Background: an optimization exercise with open tools, aiming at small area. Do not read the settings as production practice. Only simulation tests tie the RTL to the original design; equivalence was not proved. Power figures rest on the tool's default switching activity, not on a simulated workload.

===== design/flow/config.mk =====
export PLATFORM = sky130hd
export DESIGN_NAME = AvfCl_top
export DESIGN_NICKNAME = AvfCl_top
export VERILOG_FILES = /design/flow/design.v
export SDC_FILE = /design/flow/constraint.sdc
export NUM_CORES = 4
export LEC_CHECK = 0
export CAP_MARGIN = 20
export CORE_MARGIN = 2
export CORE_UTILIZATION = 40
export PLACE_DENSITY = 0.6
export SLEW_MARGIN = 20

===== design/flow/constraint.sdc =====
create_clock -name core_clock -period 14.0 [get_ports {clk}]
set_input_delay 2.8000 -clock core_clock [delete_from_list [all_inputs] [get_ports {clk}]]
set_output_delay 2.8000 -clock core_clock [all_outputs]
set_load 0.01 [all_outputs]

===== design/flow/design.v =====
module parity #(
	parameter WIDTH = 8
	)
	(data_in, parity_out);
input      [WIDTH-1:0] data_in;
output reg             parity_out;
always @(*) begin
	int i;
	parity_out = 0;
	for (i=0; i<WIDTH; i=i+1) begin
		parity_out = parity_out ^ data_in[i];
	end
end  
endmodule
module parity_mem (clk, reset, data_in, data_out);
input      clk;
input      reset;
input      data_in;
output reg data_out;
always_ff @(posedge clk) begin : proc_data_out
	if(reset) begin
		data_out <= 0;
	end else begin
		data_out <= data_in;
	end
end
endmodule
module counter256 (
    input             clk,
    input             reset,
    input [2:0]       increment,
    input [7:0]       reset_value,
    output reg [7:0]  count
);
always_ff @(posedge clk) begin : proc_count
	if(reset) begin
		count <= reset_value;
	end else begin
		count <= count + increment;
	end
end
endmodule  
module counter64 (
    input             clk,
    input             reset,
    input [2:0]       increment,
    input [5:0]       reset_value,
    output reg [5:0]  count
);
always_ff @(posedge clk) begin : proc_count
	if(reset) begin
		count <= reset_value;
	end else begin
		count <= count + increment;
	end
end
endmodule  
module counter65k (
    input             clk,
    input             reset,
    output reg [15:0] count
);
always_ff @(posedge clk) begin : proc_count
	if(reset) begin
		count <= 0;
	end else begin
		count <= count + 1;
	end
end
endmodule  
module vlt (
    input             isLoad,
    input             isStore,
    input             isControl,
    input [3:0]       vop,
    input             important,
    output reg [7:0]  iq_vbit,
    output reg [7:0]  rob_wb_vbit,
    output reg [7:0]  rob_dp_vbit,
    output reg [7:0]  ib_vbit
);
always_comb begin
	iq_vbit = 23;
	case ({isLoad,isStore,isControl,vop})
		{1'h0,1'h0,1'h0,4'd0}: begin
			if (important) iq_vbit = 50; else iq_vbit = 34;
		end
		{1'h0,1'h0,1'h0,4'd1}: begin
			if (important) iq_vbit = 57; else iq_vbit = 33;
		end
		{1'h0,1'h0,1'h0,4'd2}: begin
			if (important) iq_vbit = 42; else iq_vbit = 26;
		end
		{1'h0,1'h0,1'h0,4'd3}: begin
			if (important) iq_vbit = 23; else iq_vbit = 23;
		end
		{1'h0,1'h0,1'h0,4'd4}: begin
			if (important) iq_vbit = 42; else iq_vbit = 26;
		end
		{1'h0,1'h0,1'h0,4'd5}: begin
			if (important) iq_vbit = 49; else iq_vbit = 25;
		end
		{1'h0,1'h0,1'h0,4'd6}: begin
			if (important) iq_vbit = 23; else iq_vbit = 23;
		end
		{1'h0,1'h0,1'h0,4'd7}: begin
			if (important) iq_vbit = 57; else iq_vbit = 33;
		end
		{1'h0,1'h0,1'h0,4'd8}: begin
			if (important) iq_vbit = 41; else iq_vbit = 33;
		end
		{1'h0,1'h0,1'h0,4'd9}: begin
			if (important) iq_vbit = 23; else iq_vbit = 23;
		end
		{1'h0,1'h0,1'h0,4'd10}: begin
			if (important) iq_vbit = 66; else iq_vbit = 34;
		end
		{1'h0,1'h0,1'h0,4'd11}: begin
			if (important) iq_vbit = 48; else iq_vbit = 32;
		end
		{1'h0,1'h0,1'h0,4'd12}: begin
			if (important) iq_vbit = 50; else iq_vbit = 34;
		end
		{1'h0,1'h0,1'h0,4'd13}: begin
			if (important) iq_vbit = 48; else iq_vbit = 24;
		end
		{1'h1,1'h0,1'h0,4'd0}: begin
			if (important) iq_vbit = 65; else iq_vbit = 41;
		end
		{1'h1,1'h0,1'h0,4'd1}: begin
			if (important) iq_vbit = 74; else iq_vbit = 42;
		end
		{1'h1,1'h0,1'h0,4'd2}: begin
			if (important) iq_vbit = 66; else iq_vbit = 34;
		end
		{1'h0,1'h1,1'h0,4'd0}: begin
			if (important) iq_vbit = 41; else iq_vbit = 33;
		end
		{1'h0,1'h1,1'h0,4'd1}: begin
			if (important) iq_vbit = 66; else iq_vbit = 34;
		end
		{1'h0,1'h0,1'h1,4'd0}: begin
			if (important) iq_vbit = 166; else iq_vbit = 30;
		end
		{1'h0,1'h0,1'h1,4'd1}: begin
			if (important) iq_vbit = 192; else iq_vbit = 31;
		end
		{1'h0,1'h0,1'h1,4'd2}: begin
			if (important) iq_vbit = 183; else iq_vbit = 30;
		end
		{1'h0,1'h0,1'h1,4'd3}: begin
			if (important) iq_vbit = 174; else iq_vbit = 38;
		end
		{1'h0,1'h0,1'h1,4'd4}: begin
			if (important) iq_vbit = 191; else iq_vbit = 38;
		end
		{1'h0,1'h0,1'h1,4'd5}: begin
			if (important) iq_vbit = 93; else iq_vbit = 29;
		end
		{1'h0,1'h0,1'h1,4'd6}: begin
			if (important) iq_vbit = 101; else iq_vbit = 37;
		end
	endcase
end
always_comb begin
	rob_wb_vbit = 16;
	case ({isLoad,isStore,isControl,vop})
		{1'h0,1'h0,1'h0,4'd0}: begin
			if (important) rob_wb_vbit = 30; else rob_wb_vbit = 30;
		end
		{1'h0,1'h0,1'h0,4'd1}: begin
			if (important) rob_wb_vbit = 30; else rob_wb_vbit = 30;
		end
		{1'h0,1'h0,1'h0,4'd2}: begin
			if (important) rob_wb_vbit = 16; else rob_wb_vbit = 16;
		end
		{1'h0,1'h0,1'h0,4'd3}: begin
			if (important) rob_wb_vbit = 80; else rob_wb_vbit = 80;
		end
		{1'h0,1'h0,1'h0,4'd4}: begin
			if (important) rob_wb_vbit = 80; else rob_wb_vbit = 80;
		end
		{1'h0,1'h0,1'h0,4'd5}: begin
			if (important) rob_wb_vbit = 80; else rob_wb_vbit = 80;
		end
		{1'h0,1'h0,1'h0,4'd6}: begin
			if (important) rob_wb_vbit = 30; else rob_wb_vbit = 30;
		end
		{1'h0,1'h0,1'h0,4'd7}: begin
			if (important) rob_wb_vbit = 94; else rob_wb_vbit = 94;
		end
		{1'h0,1'h0,1'h0,4'd8}: begin
			if (important) rob_wb_vbit = 30; else rob_wb_vbit = 30;
		end
		{1'h0,1'h0,1'h0,4'd9}: begin
			if (important) rob_wb_vbit = 16; else rob_wb_vbit = 16;
		end
		{1'h0,1'h0,1'h0,4'd10}: begin
			if (important) rob_wb_vbit = 30; else rob_wb_vbit = 30;
		end
		{1'h0,1'h0,1'h0,4'd11}: begin
			if (important) rob_wb_vbit = 30; else rob_wb_vbit = 30;
		end
		{1'h0,1'h0,1'h0,4'd12}: begin
			if (important) rob_wb_vbit = 94; else rob_wb_vbit = 94;
		end
		{1'h0,1'h0,1'h0,4'd13}: begin
			if (important) rob_wb_vbit = 16; else rob_wb_vbit = 16;
		end
		{1'h1,1'h0,1'h0,4'd0}: begin
			if (important) rob_wb_vbit = 94; else rob_wb_vbit = 94;
		end
		{1'h1,1'h0,1'h0,4'd1}: begin
			if (important) rob_wb_vbit = 94; else rob_wb_vbit = 94;
		end
		{1'h1,1'h0,1'h0,4'd2}: begin
			if (important) rob_wb_vbit = 16; else rob_wb_vbit = 16;
		end
		{1'h0,1'h1,1'h0,4'd0}: begin
			if (important) rob_wb_vbit = 94; else rob_wb_vbit = 94;
		end
		{1'h0,1'h1,1'h0,4'd1}: begin
			if (important) rob_wb_vbit = 80; else rob_wb_vbit = 80;
		end
		{1'h0,1'h0,1'h1,4'd0}: begin
			if (important) rob_wb_vbit = 80; else rob_wb_vbit = 80;
		end
		{1'h0,1'h0,1'h1,4'd1}: begin
			if (important) rob_wb_vbit = 80; else rob_wb_vbit = 80;
		end
		{1'h0,1'h0,1'h1,4'd2}: begin
			if (important) rob_wb_vbit = 80; else rob_wb_vbit = 80;
		end
		{1'h0,1'h0,1'h1,4'd3}: begin
			if (important) rob_wb_vbit = 94; else rob_wb_vbit = 94;
		end
		{1'h0,1'h0,1'h1,4'd4}: begin
			if (important) rob_wb_vbit = 94; else rob_wb_vbit = 94;
		end
		{1'h0,1'h0,1'h1,4'd5}: begin
			if (important) rob_wb_vbit = 16; else rob_wb_vbit = 16;
		end
		{1'h0,1'h0,1'h1,4'd6}: begin
			if (important) rob_wb_vbit = 30; else rob_wb_vbit = 30;
		end
	endcase
end
always_comb begin
	rob_dp_vbit = 5;
	case ({isLoad,isStore,isControl,vop})
		{1'h0,1'h0,1'h0,4'd0}: begin
			if (important) rob_dp_vbit = 19; else rob_dp_vbit = 19;
		end
		{1'h0,1'h0,1'h0,4'd1}: begin
			if (important) rob_dp_vbit = 19; else rob_dp_vbit = 19;
		end
		{1'h0,1'h0,1'h0,4'd2}: begin
			if (important) rob_dp_vbit = 5; else rob_dp_vbit = 5;
		end
		{1'h0,1'h0,1'h0,4'd3}: begin
			if (important) rob_dp_vbit = 69; else rob_dp_vbit = 69;
		end
		{1'h0,1'h0,1'h0,4'd4}: begin
			if (important) rob_dp_vbit = 69; else rob_dp_vbit = 69;
		end
		{1'h0,1'h0,1'h0,4'd5}: begin
			if (important) rob_dp_vbit = 69; else rob_dp_vbit = 69;
		end
		{1'h0,1'h0,1'h0,4'd6}: begin
			if (important) rob_dp_vbit = 19; else rob_dp_vbit = 19;
		end
		{1'h0,1'h0,1'h0,4'd7}: begin
			if (important) rob_dp_vbit = 83; else rob_dp_vbit = 83;
		end
		{1'h0,1'h0,1'h0,4'd8}: begin
			if (important) rob_dp_vbit = 19; else rob_dp_vbit = 19;
		end
		{1'h0,1'h0,1'h0,4'd9}: begin
			if (important) rob_dp_vbit = 5; else rob_dp_vbit = 5;
		end
		{1'h0,1'h0,1'h0,4'd10}: begin
			if (important) rob_dp_vbit = 19; else rob_dp_vbit = 19;
		end
		{1'h0,1'h0,1'h0,4'd11}: begin
			if (important) rob_dp_vbit = 19; else rob_dp_vbit = 19;
		end
		{1'h0,1'h0,1'h0,4'd12}: begin
			if (important) rob_dp_vbit = 83; else rob_dp_vbit = 83;
		end
		{1'h0,1'h0,1'h0,4'd13}: begin
			if (important) rob_dp_vbit = 5; else rob_dp_vbit = 5;
		end
		{1'h1,1'h0,1'h0,4'd0}: begin
			if (important) rob_dp_vbit = 83; else rob_dp_vbit = 83;
		end
		{1'h1,1'h0,1'h0,4'd1}: begin
			if (important) rob_dp_vbit = 83; else rob_dp_vbit = 83;
		end
		{1'h1,1'h0,1'h0,4'd2}: begin
			if (important) rob_dp_vbit = 5; else rob_dp_vbit = 5;
		end
		{1'h0,1'h1,1'h0,4'd0}: begin
			if (important) rob_dp_vbit = 83; else rob_dp_vbit = 83;
		end
		{1'h0,1'h1,1'h0,4'd1}: begin
			if (important) rob_dp_vbit = 69; else rob_dp_vbit = 69;
		end
		{1'h0,1'h0,1'h1,4'd0}: begin
			if (important) rob_dp_vbit = 5; else rob_dp_vbit = 5;
		end
		{1'h0,1'h0,1'h1,4'd1}: begin
			if (important) rob_dp_vbit = 5; else rob_dp_vbit = 5;
		end
		{1'h0,1'h0,1'h1,4'd2}: begin
			if (important) rob_dp_vbit = 5; else rob_dp_vbit = 5;
		end
		{1'h0,1'h0,1'h1,4'd3}: begin
			if (important) rob_dp_vbit = 19; else rob_dp_vbit = 19;
		end
		{1'h0,1'h0,1'h1,4'd4}: begin
			if (important) rob_dp_vbit = 19; else rob_dp_vbit = 19;
		end
		{1'h0,1'h0,1'h1,4'd5}: begin
			if (important) rob_dp_vbit = 5; else rob_dp_vbit = 5;
		end
		{1'h0,1'h0,1'h1,4'd6}: begin
			if (important) rob_dp_vbit = 19; else rob_dp_vbit = 19;
		end
	endcase
end
always_comb begin
	ib_vbit = 21;
	case ({isLoad,isStore,isControl,vop})
		{1'h0,1'h0,1'h0,4'd0}: begin
			if (important) ib_vbit = 39; else ib_vbit = 27;
		end
		{1'h0,1'h0,1'h0,4'd1}: begin
			if (important) ib_vbit = 49; else ib_vbit = 27;
		end
		{1'h0,1'h0,1'h0,4'd2}: begin
			if (important) ib_vbit = 33; else ib_vbit = 21;
		end
		{1'h0,1'h0,1'h0,4'd3}: begin
			if (important) ib_vbit = 85; else ib_vbit = 21;
		end
		{1'h0,1'h0,1'h0,4'd4}: begin
			if (important) ib_vbit = 97; else ib_vbit = 21;
		end
		{1'h0,1'h0,1'h0,4'd5}: begin
			if (important) ib_vbit = 107; else ib_vbit = 21;
		end
		{1'h0,1'h0,1'h0,4'd6}: begin
			if (important) ib_vbit = 21; else ib_vbit = 21;
		end
		{1'h0,1'h0,1'h0,4'd7}: begin
			if (important) ib_vbit = 113; else ib_vbit = 27;
		end
		{1'h0,1'h0,1'h0,4'd8}: begin
			if (important) ib_vbit = 33; else ib_vbit = 27;
		end
		{1'h0,1'h0,1'h0,4'd9}: begin
			if (important) ib_vbit = 21; else ib_vbit = 21;
		end
		{1'h0,1'h0,1'h0,4'd10}: begin
			if (important) ib_vbit = 55; else ib_vbit = 27;
		end
		{1'h0,1'h0,1'h0,4'd11}: begin
			if (important) ib_vbit = 43; else ib_vbit = 27;
		end
		{1'h0,1'h0,1'h0,4'd12}: begin
			if (important) ib_vbit = 103; else ib_vbit = 27;
		end
		{1'h0,1'h0,1'h0,4'd13}: begin
			if (important) ib_vbit = 43; else ib_vbit = 21;
		end
		{1'h1,1'h0,1'h0,4'd0}: begin
			if (important) ib_vbit = 113; else ib_vbit = 27;
		end
		{1'h1,1'h0,1'h0,4'd1}: begin
			if (important) ib_vbit = 119; else ib_vbit = 27;
		end
		{1'h1,1'h0,1'h0,4'd2}: begin
			if (important) ib_vbit = 49; else ib_vbit = 21;
		end
		{1'h0,1'h1,1'h0,4'd0}: begin
			if (important) ib_vbit = 97; else ib_vbit = 27;
		end
		{1'h0,1'h1,1'h0,4'd1}: begin
			if (important) ib_vbit = 113; else ib_vbit = 21;
		end
		{1'h0,1'h0,1'h1,4'd0}: begin
			if (important) ib_vbit = 97; else ib_vbit = 27;
		end
		{1'h0,1'h0,1'h1,4'd1}: begin
			if (important) ib_vbit = 120; else ib_vbit = 27;
		end
		{1'h0,1'h0,1'h1,4'd2}: begin
			if (important) ib_vbit = 114; else ib_vbit = 27;
		end
		{1'h0,1'h0,1'h1,4'd3}: begin
			if (important) ib_vbit = 103; else ib_vbit = 33;
		end
		{1'h0,1'h0,1'h1,4'd4}: begin
			if (important) ib_vbit = 120; else ib_vbit = 33;
		end
		{1'h0,1'h0,1'h1,4'd5}: begin
			if (important) ib_vbit = 27; else ib_vbit = 27;
		end
		{1'h0,1'h0,1'h1,4'd6}: begin
			if (important) ib_vbit = 33; else ib_vbit = 33;
		end
	endcase
end
endmodule  
module vlt_lq (
    input [3:0]       opcode,
    input             important,
    output reg [7:0]  lq_vbit
);
always_comb begin
	lq_vbit = 19;
	case (opcode)
		0: begin  
			if (important) lq_vbit = 94; else lq_vbit = 92;
		end
		1: begin  
			if (important) lq_vbit = 94; else lq_vbit = 92;
		end
		2: begin  
			if (important) lq_vbit = 94; else lq_vbit = 92;
		end
		3: begin  
			if (important) lq_vbit = 94; else lq_vbit = 92;
		end
		4: begin  
			if (important) lq_vbit = 96; else lq_vbit = 92;
		end
		5: begin  
			if (important) lq_vbit = 96; else lq_vbit = 92;
		end
		6: begin  
			if (important) lq_vbit = 96; else lq_vbit = 92;
		end
		7: begin  
			if (important) lq_vbit = 160; else lq_vbit = 92;
		end
		8: begin  
			if (important) lq_vbit = 160; else lq_vbit = 92;
		end
		9: begin  
			if (important) lq_vbit = 160; else lq_vbit = 92;
		end
		10: begin  
			if (important) lq_vbit = 160; else lq_vbit = 92;
		end
		11: begin  
			if (important) lq_vbit = 94; else lq_vbit = 92;
		end
		12: begin  
			if (important) lq_vbit = 94; else lq_vbit = 92;
		end
		13: begin  
			if (important) lq_vbit = 19; else lq_vbit = 19;
		end
		14: begin  
			if (important) lq_vbit = 19; else lq_vbit = 19;
		end
	endcase  
end
endmodule
module vlt_lq_dp (
    input [3:0]       opcode,
    input             important,
    output reg [7:0]  lq_dp_vbit
);
always_comb begin
	lq_dp_vbit = 9;
	case (opcode)
		0: begin  
			if (important) lq_dp_vbit = 9; else lq_dp_vbit = 9;
		end
		1: begin  
			if (important) lq_dp_vbit = 9; else lq_dp_vbit = 9;
		end
		2: begin  
			if (important) lq_dp_vbit = 9; else lq_dp_vbit = 9;
		end
		3: begin  
			if (important) lq_dp_vbit = 9; else lq_dp_vbit = 9;
		end
		4: begin  
			if (important) lq_dp_vbit = 9; else lq_dp_vbit = 9;
		end
		5: begin  
			if (important) lq_dp_vbit = 9; else lq_dp_vbit = 9;
		end
		6: begin  
			if (important) lq_dp_vbit = 9; else lq_dp_vbit = 9;
		end
		7: begin  
			if (important) lq_dp_vbit = 9; else lq_dp_vbit = 9;
		end
		8: begin  
			if (important) lq_dp_vbit = 9; else lq_dp_vbit = 9;
		end
		9: begin  
			if (important) lq_dp_vbit = 9; else lq_dp_vbit = 9;
		end
		10: begin  
			if (important) lq_dp_vbit = 9; else lq_dp_vbit = 9;
		end
		11: begin  
			if (important) lq_dp_vbit = 9; else lq_dp_vbit = 9;
		end
		12: begin  
			if (important) lq_dp_vbit = 9; else lq_dp_vbit = 9;
		end
		13: begin  
			if (important) lq_dp_vbit = 9; else lq_dp_vbit = 9;
		end
		14: begin  
			if (important) lq_dp_vbit = 9; else lq_dp_vbit = 9;
		end
	endcase  
end
endmodule
module vlt_sq (
    input [3:0]       opcode,
    input             important,
    output reg [7:0]  sq_vbit
);
always_comb begin
	sq_vbit = 74;
	case (opcode)
		0: begin
			if (important) sq_vbit = 84; else sq_vbit = 74;
		end
		1: begin
			if (important) sq_vbit = 92; else sq_vbit = 74;
		end
		2: begin
			if (important) sq_vbit = 108; else sq_vbit = 74;
		end
		3: begin
			if (important) sq_vbit = 140; else sq_vbit = 74;
		end
		4: begin
			if (important) sq_vbit = 108; else sq_vbit = 74;
		end
		5: begin
			if (important) sq_vbit = 108; else sq_vbit = 74;
		end
		6: begin
			if (important) sq_vbit = 140; else sq_vbit = 74;
		end
		7: begin
			if (important) sq_vbit = 140; else sq_vbit = 74;
		end
		8: begin
			if (important) sq_vbit = 140; else sq_vbit = 74;
		end
		9: begin
			if (important) sq_vbit = 140; else sq_vbit = 74;
		end
	endcase  
end
endmodule
module vlt_sq_dp (
    input [3:0]       opcode,
    input             important,
    output reg [7:0]  sq_dp_vbit
);
always_comb begin
	sq_dp_vbit = 7;  
	case (opcode)
		0: begin
			if (important) sq_dp_vbit = 7; else sq_dp_vbit = 7;
		end
		1: begin
			if (important) sq_dp_vbit = 7; else sq_dp_vbit = 7;
		end
		2: begin
			if (important) sq_dp_vbit = 7; else sq_dp_vbit = 7;
		end
		3: begin
			if (important) sq_dp_vbit = 7; else sq_dp_vbit = 7;
		end
		4: begin
			if (important) sq_dp_vbit = 7; else sq_dp_vbit = 7;
		end
		5: begin
			if (important) sq_dp_vbit = 7; else sq_dp_vbit = 7;
		end
		6: begin
			if (important) sq_dp_vbit = 7; else sq_dp_vbit = 7;
		end
		7: begin
			if (important) sq_dp_vbit = 7; else sq_dp_vbit = 7;
		end
		8: begin
			if (important) sq_dp_vbit = 7; else sq_dp_vbit = 7;
		end
		9: begin
			if (important) sq_dp_vbit = 7; else sq_dp_vbit = 7;
		end
	endcase  
end
endmodule
module vop_decoder (
    input                   clk,
    input                   reset,
    input                   stall,
    input [1:0][9:0]        opcodes,
    output reg [1:0][3:0]   vops
);
always_comb begin  
    vops[0] = 9;  
    case (opcodes[0])
        46: vops[0] = 0;  
        67: vops[0] = 0;  
        47: vops[0] = 0;  
        89: vops[0] = 0;  
        92: vops[0] = 0;  
        86: vops[0] = 0;  
        73: vops[0] = 0;  
        68: vops[0] = 0;  
        71: vops[0] = 0;  
        36: vops[0] = 0;  
        54: vops[0] = 0;  
        41: vops[0] = 0;  
        39: vops[0] = 0;  
        361: vops[0] = 0;  
        360: vops[0] = 0;  
        74: vops[0] = 0;  
        48: vops[0] = 0;  
        88: vops[0] = 0;  
        40: vops[0] = 0;  
        52: vops[0] = 0;  
        43: vops[0] = 0;  
        37: vops[0] = 0;  
        61: vops[0] = 0;  
        38: vops[0] = 0;  
        84: vops[0] = 0;  
        91: vops[0] = 0;  
        64: vops[0] = 0;  
        90: vops[0] = 0;  
        85: vops[0] = 0;  
        368: vops[0] = 0;  
        367: vops[0] = 0;  
        70: vops[0] = 0;  
        69: vops[0] = 0;  
        72: vops[0] = 0;  
        58: vops[0] = 0;  
        75: vops[0] = 0;  
        56: vops[0] = 0;  
        87: vops[0] = 0;  
        44: vops[0] = 0;  
        45: vops[0] = 0;  
        137: vops[0] = 1;  
        139: vops[0] = 1;  
        62: vops[0] = 1;  
        65: vops[0] = 1;  
        30: vops[0] = 1;  
        63: vops[0] = 1;  
        53: vops[0] = 1;  
        59: vops[0] = 1;  
        60: vops[0] = 1;  
        27: vops[0] = 1;  
        55: vops[0] = 1;  
        57: vops[0] = 1;  
        34: vops[0] = 1;  
        32: vops[0] = 1;  
        31: vops[0] = 1;  
        29: vops[0] = 1;  
        51: vops[0] = 1;  
        66: vops[0] = 1;  
        26: vops[0] = 1;  
        141: vops[0] = 1;  
        140: vops[0] = 1;  
        81: vops[0] = 2;  
        80: vops[0] = 2;  
        76: vops[0] = 2;  
        77: vops[0] = 2;  
        119: vops[0] = 3;  
        118: vops[0] = 3;  
        122: vops[0] = 4;  
        120: vops[0] = 4;  
        123: vops[0] = 4;  
        124: vops[0] = 4;  
        121: vops[0] = 4;  
        125: vops[0] = 4;  
        127: vops[0] = 5;  
        126: vops[0] = 5;  
        128: vops[0] = 5;  
        131: vops[0] = 5;  
        129: vops[0] = 5;  
        130: vops[0] = 5;  
        136: vops[0] = 6;  
        25: vops[0] = 7;  
        33: vops[0] = 7;  
        78: vops[0] = 8;  
        147: vops[0] = 8;  
        83: vops[0] = 8;  
        145: vops[0] = 8;  
        50: vops[0] = 8;  
        146: vops[0] = 8;  
        79: vops[0] = 8;  
        49: vops[0] = 8;  
        82: vops[0] = 8;  
        116: vops[0] = 9;  
        134: vops[0] = 9;  
        135: vops[0] = 9;  
        138: vops[0] = 10;  
        142: vops[0] = 10;  
        144: vops[0] = 10;  
        143: vops[0] = 10;  
        153: vops[0] = 11;  
        28: vops[0] = 11;  
        42: vops[0] = 12;  
        35: vops[0] = 12;  
        117: vops[0] = 13;  
        1: vops[0] = 0;  
        3: vops[0] = 0;  
        20: vops[0] = 0;  
        5: vops[0] = 0;  
        9: vops[0] = 0;  
        0: vops[0] = 0;  
        19: vops[0] = 0;  
        2: vops[0] = 0;  
        4: vops[0] = 0;  
        14: vops[0] = 1;  
        13: vops[0] = 1;  
        12: vops[0] = 1;  
        11: vops[0] = 1;  
        133: vops[0] = 2;  
        132: vops[0] = 2;  
        22: vops[0] = 0;  
        24: vops[0] = 0;  
        21: vops[0] = 1;  
        23: vops[0] = 1;  
        8: vops[0] = 1;  
        7: vops[0] = 1;  
        6: vops[0] = 1;  
        10: vops[0] = 1;  
        15: vops[0] = 1;  
        16: vops[0] = 1;  
        17: vops[0] = 1;  
        18: vops[0] = 1;  
        98: vops[0] = 0;  
        99: vops[0] = 0;  
        115: vops[0] = 1;  
        101: vops[0] = 1;  
        100: vops[0] = 1;  
        108: vops[0] = 1;  
        106: vops[0] = 2;  
        111: vops[0] = 2;  
        114: vops[0] = 2;  
        105: vops[0] = 2;  
        110: vops[0] = 2;  
        112: vops[0] = 2;  
        102: vops[0] = 2;  
        104: vops[0] = 2;  
        97: vops[0] = 3;  
        96: vops[0] = 3;  
        113: vops[0] = 4;  
        109: vops[0] = 4;  
        103: vops[0] = 4;  
        107: vops[0] = 4;  
        93: vops[0] = 5;  
        95: vops[0] = 6;  
        94: vops[0] = 6;  
    endcase  
end
always_comb begin  
    vops[1] = 9;  
    case (opcodes[1])
        46: vops[1] = 0;  
        67: vops[1] = 0;  
        47: vops[1] = 0;  
        89: vops[1] = 0;  
        92: vops[1] = 0;  
        86: vops[1] = 0;  
        73: vops[1] = 0;  
        68: vops[1] = 0;  
        71: vops[1] = 0;  
        36: vops[1] = 0;  
        54: vops[1] = 0;  
        41: vops[1] = 0;  
        39: vops[1] = 0;  
        361: vops[1] = 0;  
        360: vops[1] = 0;  
        74: vops[1] = 0;  
        48: vops[1] = 0;  
        88: vops[1] = 0;  
        40: vops[1] = 0;  
        52: vops[1] = 0;  
        43: vops[1] = 0;  
        37: vops[1] = 0;  
        61: vops[1] = 0;  
        38: vops[1] = 0;  
        84: vops[1] = 0;  
        91: vops[1] = 0;  
        64: vops[1] = 0;  
        90: vops[1] = 0;  
        85: vops[1] = 0;  
        368: vops[1] = 0;  
        367: vops[1] = 0;  
        70: vops[1] = 0;  
        69: vops[1] = 0;  
        72: vops[1] = 0;  
        58: vops[1] = 0;  
        75: vops[1] = 0;  
        56: vops[1] = 0;  
        87: vops[1] = 0;  
        44: vops[1] = 0;  
        45: vops[1] = 0;  
        137: vops[1] = 1;  
        139: vops[1] = 1;  
        62: vops[1] = 1;  
        65: vops[1] = 1;  
        30: vops[1] = 1;  
        63: vops[1] = 1;  
        53: vops[1] = 1;  
        59: vops[1] = 1;  
        60: vops[1] = 1;  
        27: vops[1] = 1;  
        55: vops[1] = 1;  
        57: vops[1] = 1;  
        34: vops[1] = 1;  
        32: vops[1] = 1;  
        31: vops[1] = 1;  
        29: vops[1] = 1;  
        51: vops[1] = 1;  
        66: vops[1] = 1;  
        26: vops[1] = 1;  
        141: vops[1] = 1;  
        140: vops[1] = 1;  
        81: vops[1] = 2;  
        80: vops[1] = 2;  
        76: vops[1] = 2;  
        77: vops[1] = 2;  
        119: vops[1] = 3;  
        118: vops[1] = 3;  
        122: vops[1] = 4;  
        120: vops[1] = 4;  
        123: vops[1] = 4;  
        124: vops[1] = 4;  
        121: vops[1] = 4;  
        125: vops[1] = 4;  
        127: vops[1] = 5;  
        126: vops[1] = 5;  
        128: vops[1] = 5;  
        131: vops[1] = 5;  
        129: vops[1] = 5;  
        130: vops[1] = 5;  
        136: vops[1] = 6;  
        25: vops[1] = 7;  
        33: vops[1] = 7;  
        78: vops[1] = 8;  
        147: vops[1] = 8;  
        83: vops[1] = 8;  
        145: vops[1] = 8;  
        50: vops[1] = 8;  
        146: vops[1] = 8;  
        79: vops[1] = 8;  
        49: vops[1] = 8;  
        82: vops[1] = 8;  
        116: vops[1] = 9;  
        134: vops[1] = 9;  
        135: vops[1] = 9;  
        138: vops[1] = 10;  
        142: vops[1] = 10;  
        144: vops[1] = 10;  
        143: vops[1] = 10;  
        153: vops[1] = 11;  
        28: vops[1] = 11;  
        42: vops[1] = 12;  
        35: vops[1] = 12;  
        117: vops[1] = 13;  
        1: vops[1] = 0;  
        3: vops[1] = 0;  
        20: vops[1] = 0;  
        5: vops[1] = 0;  
        9: vops[1] = 0;  
        0: vops[1] = 0;  
        19: vops[1] = 0;  
        2: vops[1] = 0;  
        4: vops[1] = 0;  
        14: vops[1] = 1;  
        13: vops[1] = 1;  
        12: vops[1] = 1;  
        11: vops[1] = 1;  
        133: vops[1] = 2;  
        132: vops[1] = 2;  
        22: vops[1] = 0;  
        24: vops[1] = 0;  
        21: vops[1] = 1;  
        23: vops[1] = 1;  
        8: vops[1] = 1;  
        7: vops[1] = 1;  
        6: vops[1] = 1;  
        10: vops[1] = 1;  
        15: vops[1] = 1;  
        16: vops[1] = 1;  
        17: vops[1] = 1;  
        18: vops[1] = 1;  
        98: vops[1] = 0;  
        99: vops[1] = 0;  
        115: vops[1] = 1;  
        101: vops[1] = 1;  
        100: vops[1] = 1;  
        108: vops[1] = 1;  
        106: vops[1] = 2;  
        111: vops[1] = 2;  
        114: vops[1] = 2;  
        105: vops[1] = 2;  
        110: vops[1] = 2;  
        112: vops[1] = 2;  
        102: vops[1] = 2;  
        104: vops[1] = 2;  
        97: vops[1] = 3;  
        96: vops[1] = 3;  
        113: vops[1] = 4;  
        109: vops[1] = 4;  
        103: vops[1] = 4;  
        107: vops[1] = 4;  
        93: vops[1] = 5;  
        95: vops[1] = 6;  
        94: vops[1] = 6;  
    endcase  
end
endmodule
module nop_lane (
    input               clk,
    input               reset,
    input               stall_fetch1,
    input               stall_fetch2,
    input [31:0]        first_inst,
    output              first_inst_nop,
    output reg [9:0]   fetch2decode_metadata,
    output reg          fetch2decode_valid
);
logic [13:0] fetch1fetch2_metadata;
logic        fetch1fetch2_valid;
assign first_inst_nop = (first_inst == 32'b0);
always_ff @(posedge clk) begin : proc_fetch1fetch2
    if(reset) begin
        fetch1fetch2_valid <= 0;
        fetch1fetch2_metadata <= 0;
    end else begin
        if (first_inst_nop) begin
            fetch1fetch2_valid <= 1;
            fetch1fetch2_metadata <= {first_inst[25:16],first_inst[10:8]};
        end
        else if (stall_fetch1) begin
        end
        else begin
            fetch1fetch2_valid <= 0;
        end
    end
end
always_ff @(posedge clk) begin : proc_fetch2decode
    if(reset) begin
        fetch2decode_valid <= 0;
        fetch2decode_metadata <= 0;
    end
    else if (stall_fetch2) begin
    end
    else if (fetch1fetch2_valid) begin
        fetch2decode_valid <= 1;
        fetch2decode_metadata <= fetch1fetch2_metadata[9:0];
    end
    else begin
        fetch2decode_valid <= 0;
    end
end
endmodule
module ib_dur (
    input             clk,
    input             reset,
    input [7:0]       counter_in,
    input [7:0]       counter_out,
    input             pop,
    input [(14-4)-1:0]      timestamp,
    output [(14-4)-1:0]     ib_duration
);
logic [(14-4)-1:0] start_time;
logic [1:0][(14-4)-1:0] durs;
logic [0:0] head;
logic [0:0] tail;
always_ff @(posedge clk) begin : proc_ib_dur
	if(reset) begin
		head <= 0;
		tail <= 0;
		start_time <= 0;
		durs <= 0;
	end else begin
		if (counter_in == 0) begin
			start_time <= timestamp;
		end
		if (counter_out == 0) begin
			durs[tail] <= timestamp - start_time;
			tail <= tail + 1;
		end
		if (pop) begin
			head <= head + 1;
		end
	end
end
assign ib_duration = durs[head];
endmodule  
module iq_dur (
    input             clk,
    input             reset,
    input [7:0]       counter_in,
    input [5:0]       iq_idx,
    input [7:0]       al_idx,
    input [(14-4)-1:0]      timestamp,
    input [7:0]       al_tail,
    output reg [(14-4)-1:0] iq_duration_fast,
    output reg [(14-4)-1:0] iq_duration_slow
);
logic [(14-4)-1:0] start_time;
logic [5:0]  mon_iq_idx;
logic [7:0]  mon_al_idx;
logic        mon_active;
always_ff @(posedge clk) begin : proc_iq_dur
	if(reset) begin
		mon_active <= 0;
		start_time <= 0;
		mon_iq_idx <= 0;
		mon_al_idx <= 0;
		iq_duration_fast <= 0;
		iq_duration_slow <= 0;
	end else begin
		if (counter_in == 0) begin
			start_time <= timestamp;
			mon_iq_idx <= iq_idx;
			mon_al_idx <= al_idx;
			mon_active <= 1;
		end
		if (mon_active && iq_idx == mon_iq_idx) begin
			if (al_tail - al_idx < 128) begin
				iq_duration_fast <= timestamp - start_time;
			end
			else begin
				iq_duration_slow <= timestamp - start_time;
			end
			mon_active <= 0;
		end
	end
end
endmodule  
module lq_dur (
    input             clk,
    input             reset,
    input [7:0]       counter_in,
    input [(14-4)-1:0]      timestamp,
    input [5:0]       lq_idx_in,
    input [5:0]       lq_idx_exec,
    input [5:0]       lq_idx_out,
    output [(14-4)-1:0]     lq_duration_dp,
    output [(14-4)-1:0]     lq_duration_exec
);
logic [(14-4)-1:0] start_time;
logic [(14-4)-1:0] dur_dp;
logic [(14-4)-1:0] dur_end;
logic [5:0] mon_lq_idx;
logic       mon_active;
always_ff @(posedge clk) begin : proc_lq_dur
	if(reset) begin
		mon_active <= 0;
		start_time <= 0;
		mon_lq_idx <= 0;
		dur_dp <= 0;
		dur_end <= 0;
	end else begin
		if (counter_in == 0) begin
			start_time <= timestamp;
			mon_lq_idx <= lq_idx_in;
			mon_active <= 1;
		end
		if (mon_active && lq_idx_exec == mon_lq_idx) begin
			dur_dp <= timestamp - start_time;
		end
		if (mon_active && lq_idx_out == mon_lq_idx) begin
			dur_end <= timestamp - start_time;
			mon_active <= 0;
		end
	end
end
assign lq_duration_dp = dur_dp;
assign lq_duration_exec = dur_end;
endmodule  
module sq_dur (
    input             clk,
    input             reset,
    input [7:0]       counter_in,
    input [(14-4)-1:0]      timestamp,
    input [5:0]       sq_idx_in,
    input [5:0]       sq_idx_exec,
    input [5:0]       sq_idx_out,
    output [(14-4)-1:0]     sq_duration_dp,
    output [(14-4)-1:0]     sq_duration_exec
);
logic [(14-4)-1:0] start_time;
logic [(14-4)-1:0] dur_dp;
logic [(14-4)-1:0] dur_end;
logic [5:0] mon_sq_idx;
logic       mon_active;
always_ff @(posedge clk) begin : proc_sq_dur
	if(reset) begin
		mon_active <= 0;
		start_time <= 0;
		mon_sq_idx <= 0;
		dur_dp <= 0;
		dur_end <= 0;
	end else begin
		if (counter_in == 0) begin
			start_time <= timestamp;
			mon_sq_idx <= sq_idx_in;
			mon_active <= 1;
		end
		if (mon_active && sq_idx_exec == mon_sq_idx) begin
			dur_dp <= timestamp - start_time;
		end
		if (mon_active && sq_idx_out == mon_sq_idx) begin
			dur_end <= timestamp - start_time;
			mon_active <= 0;
		end
	end
end
assign sq_duration_dp = dur_dp;
assign sq_duration_exec = dur_end;
endmodule  
module rob_dur (
    input             clk,
    input             reset,
    input [7:0]       counter_in,
    input [7:0]       counter_wb,
    input [7:0]       al_idx_in,
    input [7:0]       al_idx_wb,
    input [7:0]       al_idx_out,
    input             fast_or_slow_in,
    input [(14-4)-1:0]      timestamp,
    output reg [(14-4)-1:0] rob_duration_dp,
    output reg [(14-4)-1:0] rob_duration_fast,
    output reg [(14-4)-1:0] rob_duration_slow
);
logic [(14-4)-1:0] start_time_dp;
logic [(14-4)-1:0] start_time_wb;
logic [5:0]  mon_rob_dp_idx;
logic [7:0]  mon_rob_wb_idx;
logic        mon_dp_active;
logic        mon_wb_active;
logic        fast_or_slow;
always_ff @(posedge clk) begin : proc_rob_dur
	if(reset) begin
		mon_dp_active <= 0;
		mon_wb_active <= 0;
		start_time_dp <= 0;
		start_time_wb <= 0;
		mon_rob_dp_idx <= 0;
		mon_rob_wb_idx <= 0;
		fast_or_slow <= 0;
		rob_duration_dp <= 0;
		rob_duration_fast <= 0;
		rob_duration_slow <= 0;
	end else begin
		if (counter_in == 0) begin
			start_time_dp <= timestamp;
			mon_rob_dp_idx <= al_idx_in;
			mon_dp_active <= 1;
		end
		if (counter_wb == 0) begin
			start_time_wb <= timestamp;
			mon_rob_wb_idx <= al_idx_wb;
			fast_or_slow <= fast_or_slow_in;
			mon_wb_active <= 1;
		end
		if (mon_dp_active && al_idx_out == mon_rob_dp_idx) begin
			rob_duration_dp <= timestamp - start_time_dp;
			mon_dp_active <= 0;
		end
		if (mon_wb_active && al_idx_out == mon_rob_wb_idx) begin
			if (fast_or_slow) begin
				rob_duration_fast <= timestamp - start_time_wb;
			end
			else begin
				rob_duration_slow <= timestamp - start_time_wb;
			end
			mon_wb_active <= 0;
		end
	end
end
endmodule  
module avfcl_acc_iq (
    input             clk,
    input             reset,
    input [3:0]       valid,
    input [3:0]       fast_or_slow,
    input [(14-4)-1:0] 	  duration_fast,
    input [(14-4)-1:0]      duration_slow,
    input [3:0][7:0]  vlt_values,
    input [7:0]       counter256,
    output [25-1:0]     iq_acc
);
logic [25-1:0] acc;
logic [16-1:0] vbits_fast, vbits_fast_snapshot;
logic [16-1:0] vbits_slow, vbits_slow_snapshot;
logic snapshot_ready;
assign iq_acc = acc;
always_ff @(posedge clk) begin : proc_iq_acc
	logic [16-1:0] vbits_fast_total;
	logic [16-1:0] vbits_slow_total;
	bit [31:0] i;
	if(reset) begin
		acc <= 0;
		vbits_fast <= 0;
		vbits_slow <= 0;
		vbits_fast_snapshot <= 0;
		vbits_slow_snapshot <= 0;
		snapshot_ready <= 0;
	end else begin
		vbits_fast_total = 0;
		vbits_slow_total = 0;
		for (i=0; i<4; i=i+1) begin
			if (valid[i]) begin
				if (fast_or_slow[i]) begin
					vbits_fast_total = vbits_fast_total + vlt_values[i];
				end
				else begin
					vbits_slow_total = vbits_slow_total + vlt_values[i];
				end
			end
		end
		if (counter256 == 0) begin
			vbits_fast <= 0;
			vbits_slow <= 0;
			vbits_fast_snapshot <= vbits_fast + vbits_fast_total;
			vbits_slow_snapshot <= vbits_slow + vbits_slow_total;
			snapshot_ready <= 1;
		end
		else begin
			vbits_fast <= vbits_fast + vbits_fast_total;
			vbits_slow <= vbits_slow + vbits_slow_total;
			snapshot_ready <= 0;
		end
		if (snapshot_ready) begin
			 acc <= acc + (vbits_fast_snapshot)*duration_fast +
			 	(vbits_slow_snapshot)*duration_slow;
		end
	end
end
endmodule  
module avfcl_acc_rob (
    input             clk,
    input             reset,
    input [3:0]       valid,
    input [3:0]       fast_or_slow,
    input [(14-4)-1:0]      duration_dp,
    input [(14-4)-1:0] 	  duration_fast,
    input [(14-4)-1:0]      duration_slow,
    input [3:0][7:0]  vlt_dp_values,
    input [3:0][7:0]  vlt_wb_values,
    input [7:0]       counter256,
    output [25-1:0]     rob_acc
);
logic [25-1:0] acc;
logic [16-1:0] vbits_fast, vbits_fast_snapshot;
logic [16-1:0] vbits_slow, vbits_slow_snapshot;
logic [16-1:0] vbits, vbits_snapshot;
logic snapshot_ready;
assign rob_acc = acc;
always_ff @(posedge clk) begin : proc_rob_acc
	logic [16-1:0] vbits_fast_total;
	logic [16-1:0] vbits_slow_total;
	logic [16-1:0] vbits_total;
	bit [31:0] i;
	if(reset) begin
		acc <= 0;
		vbits_fast <= 0;
		vbits_slow <= 0;
		vbits <= 0;
		vbits_fast_snapshot <= 0;
		vbits_slow_snapshot <= 0;
		vbits_snapshot <= 0;
		snapshot_ready <= 0;
	end else begin
		vbits_fast_total = 0;
		vbits_slow_total = 0;
		vbits_total = 0;
		for (i=0; i<4; i=i+1) begin
			if (valid[i]) begin
				vbits_total = vbits_total + vlt_dp_values[i];
				if (fast_or_slow[i]) begin
					vbits_fast_total = vbits_fast_total + vlt_wb_values[i];
				end
				else begin
					vbits_slow_total = vbits_slow_total + vlt_wb_values[i];
				end
			end
		end
		if (counter256 == 0) begin
			vbits_fast <= 0;
			vbits_slow <= 0;
			vbits <= 0;
			vbits_fast_snapshot <= vbits_fast + vbits_fast_total;
			vbits_slow_snapshot <= vbits_slow + vbits_slow_total;
			vbits_snapshot <= vbits + vbits_total;
			snapshot_ready <= 1;
		end
		else begin
			vbits_fast <= vbits_fast + vbits_fast_total;
			vbits_slow <= vbits_slow + vbits_slow_total;
			vbits <= vbits + vbits_total;
			snapshot_ready <= 0;
		end
		if (snapshot_ready) begin
			 acc <= acc + (vbits_fast_snapshot)*duration_fast +
			 	(vbits_slow_snapshot)*duration_slow +
			 	(vbits_snapshot)*duration_dp;
		end
	end
end
endmodule  
module avfcl_acc_lq (
    input             clk,
    input             reset,
    input [3:0]       valid,
    input [(14-4)-1:0]      duration_dp,
    input [(14-4)-1:0]      duration_wb,
    input [7:0]       vlt_dp_values,
    input [7:0]       vlt_wb_values,
    output [25-1:0]     lq_acc
);
logic [25-1:0] acc;
assign lq_acc = acc;
always_ff @(posedge clk) begin : proc_lq_acc
	logic [25-1:0] acc_total;
	bit [31:0] i;
	if(reset) begin
		acc <= 0;
	end else begin
		acc_total = 0;
		for (i=0; i<4; i=i+1) begin
			if (valid[i]) begin
				acc_total = acc_total +
					(duration_dp * vlt_dp_values[i]);
				acc_total = acc_total +
					(duration_wb * vlt_wb_values[i]);
			end
		end
		acc <= lq_acc + acc_total;
	end
end
endmodule  
module avfcl_acc_sq (
    input             clk,
    input             reset,
    input [3:0]       valid,
    input [(14-4)-1:0]      duration_dp,
    input [(14-4)-1:0]      duration_wb,
    input [7:0]       vlt_dp_values,
    input [7:0]       vlt_wb_values,
    output [25-1:0]     sq_acc
);
logic [25-1:0] acc;
assign sq_acc = acc;
always_ff @(posedge clk) begin : proc_sq_acc
	logic [25-1:0] acc_total;
	bit [31:0] i;
	if(reset) begin
		acc <= 0;
	end else begin
		acc_total = 0;
		for (i=0; i<4; i=i+1) begin
			if (valid[i]) begin
				acc_total = acc_total +
					(duration_dp * vlt_dp_values[i]);
				acc_total = acc_total +
					(duration_wb * vlt_wb_values[i]);
			end
		end
		acc <= sq_acc + acc_total;
	end
end
endmodule  
module avfcl_acc_ib (
    input             clk,
    input             reset,
    input [3:0]       valid,
    input [(14-4)-1:0]      duration,
    input [3:0][7:0]  vlt_values,
    input [7:0]       counter256,
    output [25-1:0]     ib_acc
);
logic [25-1:0] acc;
logic [16-1:0] vbits;
assign ib_acc = acc;
always_ff @(posedge clk) begin : proc_ib_acc
	bit [31:0] i;
	logic [16-1:0] vbits_total;
	if(reset) begin
		acc <= 0;
		vbits <= 0;
	end else begin
		vbits_total = 0;
		for (i=0; i<4; i=i+1) begin
			if (valid[i]) begin
				vbits_total = vbits_total + vlt_values[i];
			end
		end
		if (counter256 == 0) begin
			acc <= acc + (vbits_total+vbits)*duration;
			vbits <= 0;
		end
		else begin
			vbits <= vbits + vbits_total;
		end
	end
end
endmodule  
module avfcl_acc_prf (
    input             clk,
    input             reset,
    input             valid,
    input [5:0]       next_rlc,
    output [25-1:0]     prf_acc
);
logic [25-1:0] acc;
logic [5:0] rlc;
assign prf_acc = acc;
always_ff @(posedge clk) begin : proc_prf_acc
	logic [25-1:0] acc_total;
	if(reset) begin
		rlc <= 0;
		acc <= 0;
	end else begin
		acc <= acc + {rlc,6'b0};
		if (valid) begin
			rlc <= next_rlc;
		end
	end
end
endmodule  
module AvfCl_top (
    input               clk,
    input               reset,
    input               stall_fetch1,
    input               stall_fetch2,
    input [31:0]        first_inst,
    output              first_inst_nop,
    output [9:0]        fetch2decode_metadata,
    output              fetch2decode_valid,
    input               stall,
    input [19:0]        opcodes,
    output [7:0]        vops,
	input               isLoad,
	input               isStore,
	input               isControl,
	input [3:0]         vop,
	input               important,
	output [7:0]        iq_vbit,
	output [7:0]        rob_wb_vbit,
	output [7:0]        rob_dp_vbit,
	output [7:0]        ib_vbit,
	input [9:0]         opcode,
	output [7:0]        lq_vbit,
	output [7:0]        lq_dp_vbit,
	output [7:0]        sq_vbit,
	output [7:0]        sq_dp_vbit,
    input [2:0]       increment,
    input [7:0]       reset_value,
    output [7:0]      count256,
    output [5:0]      count64,
    output [15:0]     count65k,
    input [7:0]       counter_in,
    input [7:0]       counter_out,
    input             pop,
    input [9:0]      timestamp,
    output [9:0]     ib_duration,
    input [5:0]       iq_idx,
    input [7:0]       al_idx,
    input [7:0]       al_tail,
    output [9:0]     iq_duration_fast,
    output [9:0]     iq_duration_slow,
    input [5:0]       sq_idx_in,
    input [5:0]       sq_idx_exec,
    input [5:0]       sq_idx_out,
    output [9:0]     sq_duration_dp,
    output [9:0]     sq_duration_exec,
    input [5:0]       lq_idx_in,
    input [5:0]       lq_idx_exec,
    input [5:0]       lq_idx_out,
    output [9:0]     lq_duration_dp,
    output [9:0]     lq_duration_exec,
    input [7:0]       counter_wb,
    input [7:0]       al_idx_in,
    input [7:0]       al_idx_wb,
    input [7:0]       al_idx_out,
    input             fast_or_slow_in,
    output [9:0]     rob_duration_dp,
    output [9:0]     rob_duration_fast,
    output [9:0]     rob_duration_slow,
    input [3:0]       valid,
    input [3:0]       fast_or_slow,
    input [9:0]      duration,
    input [9:0]      duration_dp,
    input [9:0]      duration_wb,
    input [9:0] 	  duration_fast,
    input [9:0]      duration_slow,
    input [31:0]      vlt_values,
    input [31:0]      vlt_dp_values,
    input [31:0]      vlt_wb_values,
    input [5:0]       next_rlc,
    output [24:0]     iq_acc,
    output [24:0]     rob_acc,
    output [24:0]     lq_acc,
    output [24:0]     sq_acc,
    output [24:0]     ib_acc,
    output [24:0]     prf_acc,
    input  [196:0]  data_in,
    output            parity_190_out,
    output            parity_190_mem_data_out,
    output            parity_197_out,
    output            parity_197_mem_data_out,
    output            parity_76_out,
    output            parity_76_mem_data_out,
    output            parity_64_out,
    output            parity_64_mem_data_out,
    output            parity_82_out,
    output            parity_82_mem_data_out,
    output            parity_8_out,
    output            parity_8_mem_data_out,
    output            parity_6_out,
    output            parity_6_mem_data_out
	);
nop_lane u_nop_lane(
	.clk(clk),
    .reset(reset),
    .stall_fetch1(stall_fetch1),
    .stall_fetch2(stall_fetch2),
    .first_inst(first_inst),
    .first_inst_nop(first_inst_nop),
    .fetch2decode_metadata(fetch2decode_metadata),
    .fetch2decode_valid(fetch2decode_valid)
    );
vop_decoder u_vop_decoder (
    .clk(clk),
    .reset(reset),
    .stall(stall),
    .opcodes(opcodes),
    .vops(vops)
	);
vlt u_vlt (
    .isLoad(isLoad),
    .isStore(isStore),
    .isControl(isControl),
    .vop(vop),
    .important(important),
    .iq_vbit(iq_vbit),
    .rob_wb_vbit(rob_wb_vbit),
    .rob_dp_vbit(rob_dp_vbit),
    .ib_vbit(ib_vbit)
);
vlt_lq u_vlt_lq (
    .opcode(opcode[3:0]),
    .important(important),
    .lq_vbit(lq_vbit)
);
vlt_lq_dp u_vlt_lq_dp (
    .opcode(opcode[3:0]),
    .important(important),
    .lq_dp_vbit(lq_dp_vbit)
);
vlt_sq u_vlt_sq (
    .opcode(opcode[3:0]),
    .important(important),
    .sq_vbit(sq_vbit)
);
vlt_sq_dp u_vlt_sq_dp (
    .opcode(opcode[3:0]),
    .important(important),
    .sq_dp_vbit(sq_dp_vbit)
);
counter256 u_counter256(
    .clk(clk),
    .reset(reset),
    .increment(increment),
    .reset_value(reset_value),
    .count(count256)
);
counter64 u_counter64(
    .clk(clk),
    .reset(reset),
    .increment(increment),
    .reset_value(reset_value[5:0]),
    .count(count64)
);
counter65k u_counter65k(
	.clk(clk),
	.reset(reset),
	.count(count65k)
);
ib_dur u_ib_dur (
    .clk(clk),
    .reset(reset),
    .counter_in(counter_in),
    .counter_out(counter_out),
    .pop(pop),
    .timestamp(timestamp),
    .ib_duration(ib_duration)
);
iq_dur u_iq_dur (
    .clk(clk),
    .reset(reset),
    .counter_in(counter_in),
    .iq_idx(iq_idx),
    .al_idx(al_idx),
    .timestamp(timestamp),
    .al_tail(al_tail),
    .iq_duration_fast(iq_duration_fast),
    .iq_duration_slow(iq_duration_slow)
);
sq_dur u_sq_dur (
    .clk(clk),
    .reset(reset),
    .counter_in(counter_in),
    .timestamp(timestamp),
    .sq_idx_in(sq_idx_in),
    .sq_idx_exec(sq_idx_exec),
    .sq_idx_out(sq_idx_out),
    .sq_duration_dp(sq_duration_dp),
    .sq_duration_exec(sq_duration_exec)
);
lq_dur u_lq_dur (
    .clk(clk),
    .reset(reset),
    .counter_in(counter_in),
    .timestamp(timestamp),
    .lq_idx_in(lq_idx_in),
    .lq_idx_exec(lq_idx_exec),
    .lq_idx_out(lq_idx_out),
    .lq_duration_dp(lq_duration_dp),
    .lq_duration_exec(lq_duration_exec)
);
rob_dur u_rob_dur (
    .clk(clk),
    .reset(reset),
    .counter_in(counter_in),
    .counter_wb(counter_wb),
    .al_idx_in(al_idx_in),
    .al_idx_wb(al_idx_wb),
    .al_idx_out(al_idx_out),
    .fast_or_slow_in(fast_or_slow_in),
    .timestamp(timestamp),
    .rob_duration_dp(rob_duration_dp),
    .rob_duration_fast(rob_duration_fast),
    .rob_duration_slow(rob_duration_slow)
);
avfcl_acc_iq u_avfcl_acc_iq (
    .clk(clk),
    .reset(reset),
    .valid(valid),
    .fast_or_slow(fast_or_slow),
    .duration_fast(duration_fast),
    .duration_slow(duration_slow),
    .vlt_values(vlt_values),
    .counter256(count256),
    .iq_acc(iq_acc)
);
avfcl_acc_rob u_avfcl_acc_rob (
    .clk(clk),
    .reset(reset),
    .valid(valid),
    .fast_or_slow(fast_or_slow),
    .duration_dp(duration_dp),
    .duration_fast(duration_fast),
    .duration_slow(duration_slow),
    .vlt_dp_values(vlt_dp_values),
    .vlt_wb_values(vlt_wb_values),
    .counter256(count256),
    .rob_acc(rob_acc)
);
avfcl_acc_lq u_avfcl_acc_lq (
    .clk(clk),
    .reset(reset),
    .valid(valid),
    .duration_dp(duration_dp),
    .duration_wb(duration_wb),
    .vlt_dp_values(vlt_dp_values[7:0]),
    .vlt_wb_values(vlt_wb_values[7:0]),
    .lq_acc(lq_acc)
);
avfcl_acc_sq u_avfcl_acc_sq (
    .clk(clk),
    .reset(reset),
    .valid(valid),
    .duration_dp(duration_dp),
    .duration_wb(duration_wb),
    .vlt_dp_values(vlt_dp_values[7:0]),
    .vlt_wb_values(vlt_wb_values[7:0]),
    .sq_acc(sq_acc)
);
avfcl_acc_ib u_avfcl_acc_ib (
    .clk(clk),
    .reset(reset),
    .valid(valid),
    .duration(duration),
    .vlt_values(vlt_values),
    .counter256(count256),
    .ib_acc(ib_acc)
);
avfcl_acc_prf u_avfcl_acc_prf (
    .clk(clk),
    .reset(reset),
    .valid(valid[0]),
    .next_rlc(next_rlc),
    .prf_acc(prf_acc)
);
parity #(
    .WIDTH (190)
    )
    u_parity_190 (
    .data_in    (data_in[190-1:0]),
    .parity_out (parity_190_out)
);
parity_mem u_parity_190_mem (
    .clk        (clk),
    .reset      (reset),
    .data_in    (parity_190_out),
    .data_out   (parity_190_mem_data_out)
);
parity #(
    .WIDTH (197)
    )
    u_parity_197 (
    .data_in    (data_in[196:0]),
    .parity_out (parity_197_out)
);
parity_mem u_parity_197_mem (
    .clk        (clk),
    .reset      (reset),
    .data_in    (parity_197_out),
    .data_out   (parity_197_mem_data_out)
);
parity #(
    .WIDTH (76)
    )
    u_parity_76 (
    .data_in    (data_in[76-1:0]),
    .parity_out (parity_76_out)
);
parity_mem u_parity_76_mem (
    .clk        (clk),
    .reset      (reset),
    .data_in    (parity_76_out),
    .data_out   (parity_76_mem_data_out)
);
parity #(
    .WIDTH (64)
    )
    u_parity_64 (
    .data_in    (data_in[64-1:0]),
    .parity_out (parity_64_out)
);
parity_mem u_parity_64_mem (
    .clk        (clk),
    .reset      (reset),
    .data_in    (parity_64_out),
    .data_out   (parity_64_mem_data_out)
);
parity #(
    .WIDTH (82)
    )
    u_parity_82 (
    .data_in    (data_in[82-1:0]),
    .parity_out (parity_82_out)
);
parity_mem u_parity_82_mem (
    .clk        (clk),
    .reset      (reset),
    .data_in    (parity_82_out),
    .data_out   (parity_82_mem_data_out)
);
parity #(
    .WIDTH (8)
    )
    u_parity_8 (
    .data_in    (data_in[8-1:0]),
    .parity_out (parity_8_out)
);
parity_mem u_parity_8_mem (
    .clk        (clk),
    .reset      (reset),
    .data_in    (parity_8_out),
    .data_out   (parity_8_mem_data_out)
);
parity #(
    .WIDTH (6)
    )
    u_parity_6 (
    .data_in    (data_in[6-1:0]),
    .parity_out (parity_6_out)
);
parity_mem u_parity_6_mem (
    .clk        (clk),
    .reset      (reset),
    .data_in    (parity_6_out),
    .data_out   (parity_6_mem_data_out)
);
endmodule  

===== design/flow/run.sh =====
#!/bin/bash
# synth_recipe.tcl (not shown) runs the flow's synth.tcl, then flattens the netlist and writes it again
# the make line also repeats each setting of config.mk as NAME=value (left out here)
make -C /OpenROAD-flow-scripts/flow DESIGN_CONFIG=/design/flow/config.mk WORK_HOME=/design/flow/orfs CLKGATE_MAP_FILE= SYNTH_SCRIPT=/design/flow/synth_recipe.tcl finish

==> images/final_routing.png <==
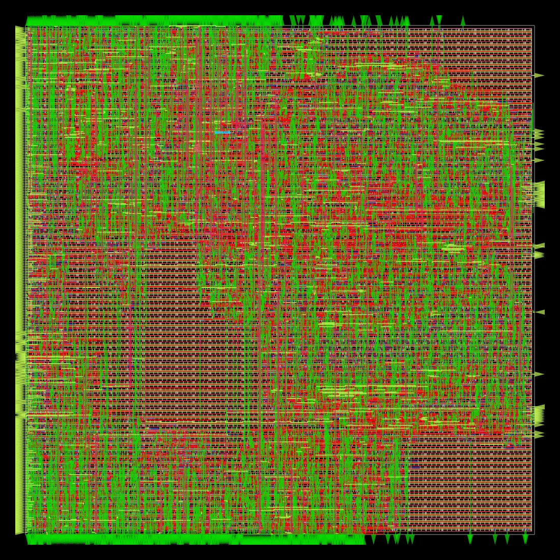
met1 wire length: 86150 µm
met2 wire length: 114800 µm
All-Layer GR Usage: 0.2483
Avg WL per Cell: 19.43 µm
metal3 WL: 9009 µm

==> images/clock_map.png <==
(1.5 px per µm)
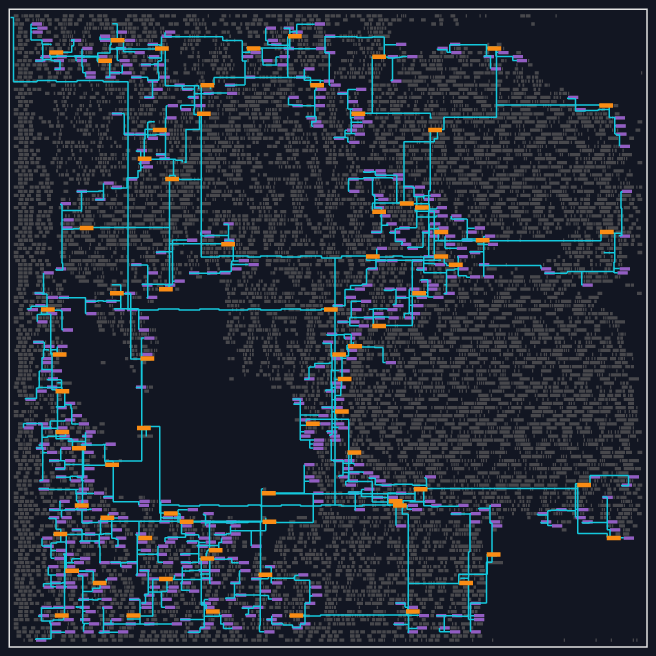
Key: purple = flip-flops [count 556]; cyan = clock wires [length 9990 µm]; orange = cells driving clock nets [count 73]
There are 74 routed clock nets. Position of the flops: widely spread.

==> images/met3.png <==
(1 px per µm)
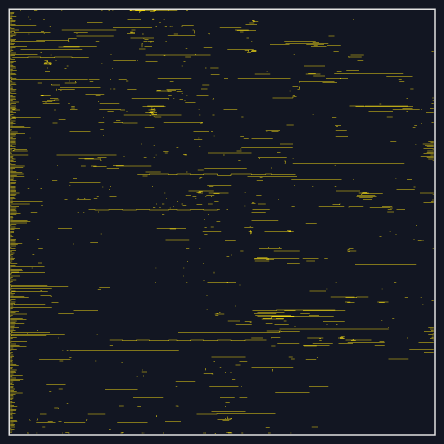
The layer carries 9010 µm of wire. The layer holds 4.0% of the routed length. The longest straight run is 111 µm. 732 nets have wire on it. The wires run mostly horizontal.

==> images/zoom.png <==
Region (200, 200) to (225, 225) µm. Cells in grey, sequential cells in the stronger grey; small squares are vias.
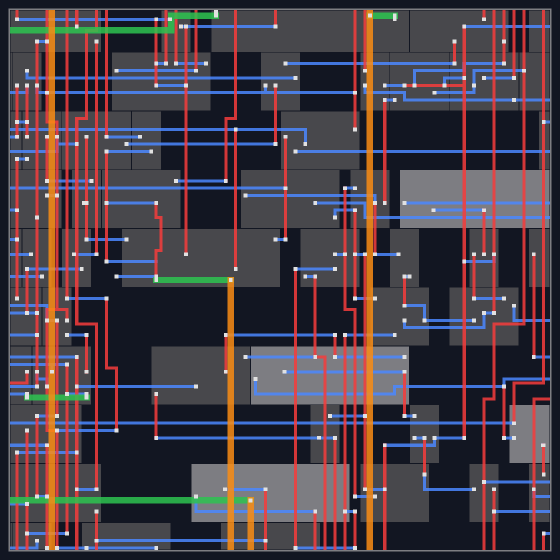
Key: green = met3; blue = met1; red = met2; orange = met4
Netlist names of flops here include u_avfcl_acc_rob.vbits_slow (3). 42 logic cells have their middle in the window. Most frequent: inv_1 (7), ha_1 (7), nor2_1 (6). Sequential cells in the window: 3.

==> results.json <==
{
  "synthCells": 8416,
  "cp.required_ns": 14.57,
  "min_from": "u_nop_lane.fetch1fetch2_metadata[9]$_SDFFE_PP0P_",
  "whs_endpoint": "u_nop_lane.fetch2decode_metadata[9]$_SDFFE_PP0P_",
  "ys_types": 71,
  "intPower_mw": 7.156,
  "hold_viol": 0,
  "final_cells": 11500,
  "synthTopCellsByCount": "1236 x inv_1, 1089 x nand2_1, 933 x fa_1",
  "top_layer": "met5",
  "multi_input_area_um2": 53190,
  "status": "timing/DRC/antenna clean",
  "cts_buffers": 73,
  "ys_async_sr_fraction": 0,
  "end_kind": "register",
  "nFillCells": 17120,
  "slew_violations": 0,
  "hold_path.class": "register to register",
  "p_per_area_nw_per_um2": 158.3,
  "swShare": 0.4636,
  "cp-endpoint": "u_avfcl_acc_ib.acc[24]$_SDFFE_PP0P_",
  "period_minus_slack_ns": 12.89,
  "synth.area.top_cells": "fa_1 26%, dfxtp_1 16%, ha_1 11%",
  "avgSynthCellArea_um2": 8.390,
  "cpMaxStageDelayCell": "xnor2_1",
  "timing.hold.ws_ns": 0.4429,
  "cts_buffer_depth": 3,
  "grt_overflow": 0,
  "use_met3": 0.02972,
  "routed_wl_um": 223300,
  "final_area_um2": 84250,
  "antenna_found_initial": 42,
  "core_area_um2": 175700,
  "grt_pass1_wl_um": 347600,
  "slew_headroom": 0.2405,
  "path_common_cell": "fa_1",
  "grt_pass1_vias": 60780,
  "r2r_end": "u_avfcl_acc_rob.acc[24]$_SDFFE_PP0P_",
  "synth_top_area_frac": 0.2645,
  "num-nonclk-inverters": 1243,
  "cts_root_buffer": "clkbuf_16",
  "tns_ns": 0,
  "hold_buffers": 0,
  "crit_path_start": "vlt_values[0]",
  "tap_cells": 2340,
  "die_x_um": 424.1,
  "htree_levels": 3,
  "fp.dieH_um": 424.1,
  "syn_to_final_growth_pct": 19.33,
  "clock_sinks": 556,
  "final_common_cell": "inv_1",
  "gr-usage-met2": 0.4506,
  "seq_cell_power_mw": 1.81,
  "finalWorstSetupSlack_ns": 1.110,
  "nNonClkBuffers": 989,
  "cts-resized-gates": 0,
  "drtIter0Drc": 3060,
  "synthMostInstantiatedCell": "inv_1",
  "final_cell_mix": "1235 x inv_1, 1087 x nand2_1, 933 x fa_1",
  "clkbuf_count": 93,
  "irDropWorstVdd_v": 0.0007622,
  "grt_use_met1": 0.2836,
  "slowest_delay_ns": 0.85,
  "die_area_um2": 179900,
  "pwr-share-seq": 0.135,
  "combPwrFrac": 0.712,
  "powerClk_mw": 2.04,
  "buf_share": 0.1145,
  "worstSetupPathType": "input pin to register",
  "via_per_inst": 5.085,
  "synth.largest_area_cell": "fa_1",
  "critical_path.top_delay_family": "adder cells"
}

## separate check: timing with driven ports
The results above use ideal ports. As a check the final layout listed here was re-extracted and re-timed, cells and wires unchanged.
Step 1, drivers: a clkbuf_16 drives clk and a buf_2 each remaining input, both assumed.
Step 2, shift: input delay + t, output delay - t, t = (earliest + latest rising clock arrival at the registers) / 2. This alone moves slack from input paths to output paths.
Slacks: ideal / step 1 / step 2; pairs: ideal / step 1.
shift t [ns]: 0.776
slack for setup (ns): 1.110 / 1.054 / 0.278
worst hold slack (ns): 0.443 / 0.443 / 0.443
worst register clock-pin slew, ns: 0.07 / 0.07
pins driven straight from the clock port: 1
After both steps setup and hold are still met in this run. The setup slack of this run moves by -0.056 ns with the drivers and by -0.832 ns with both steps.
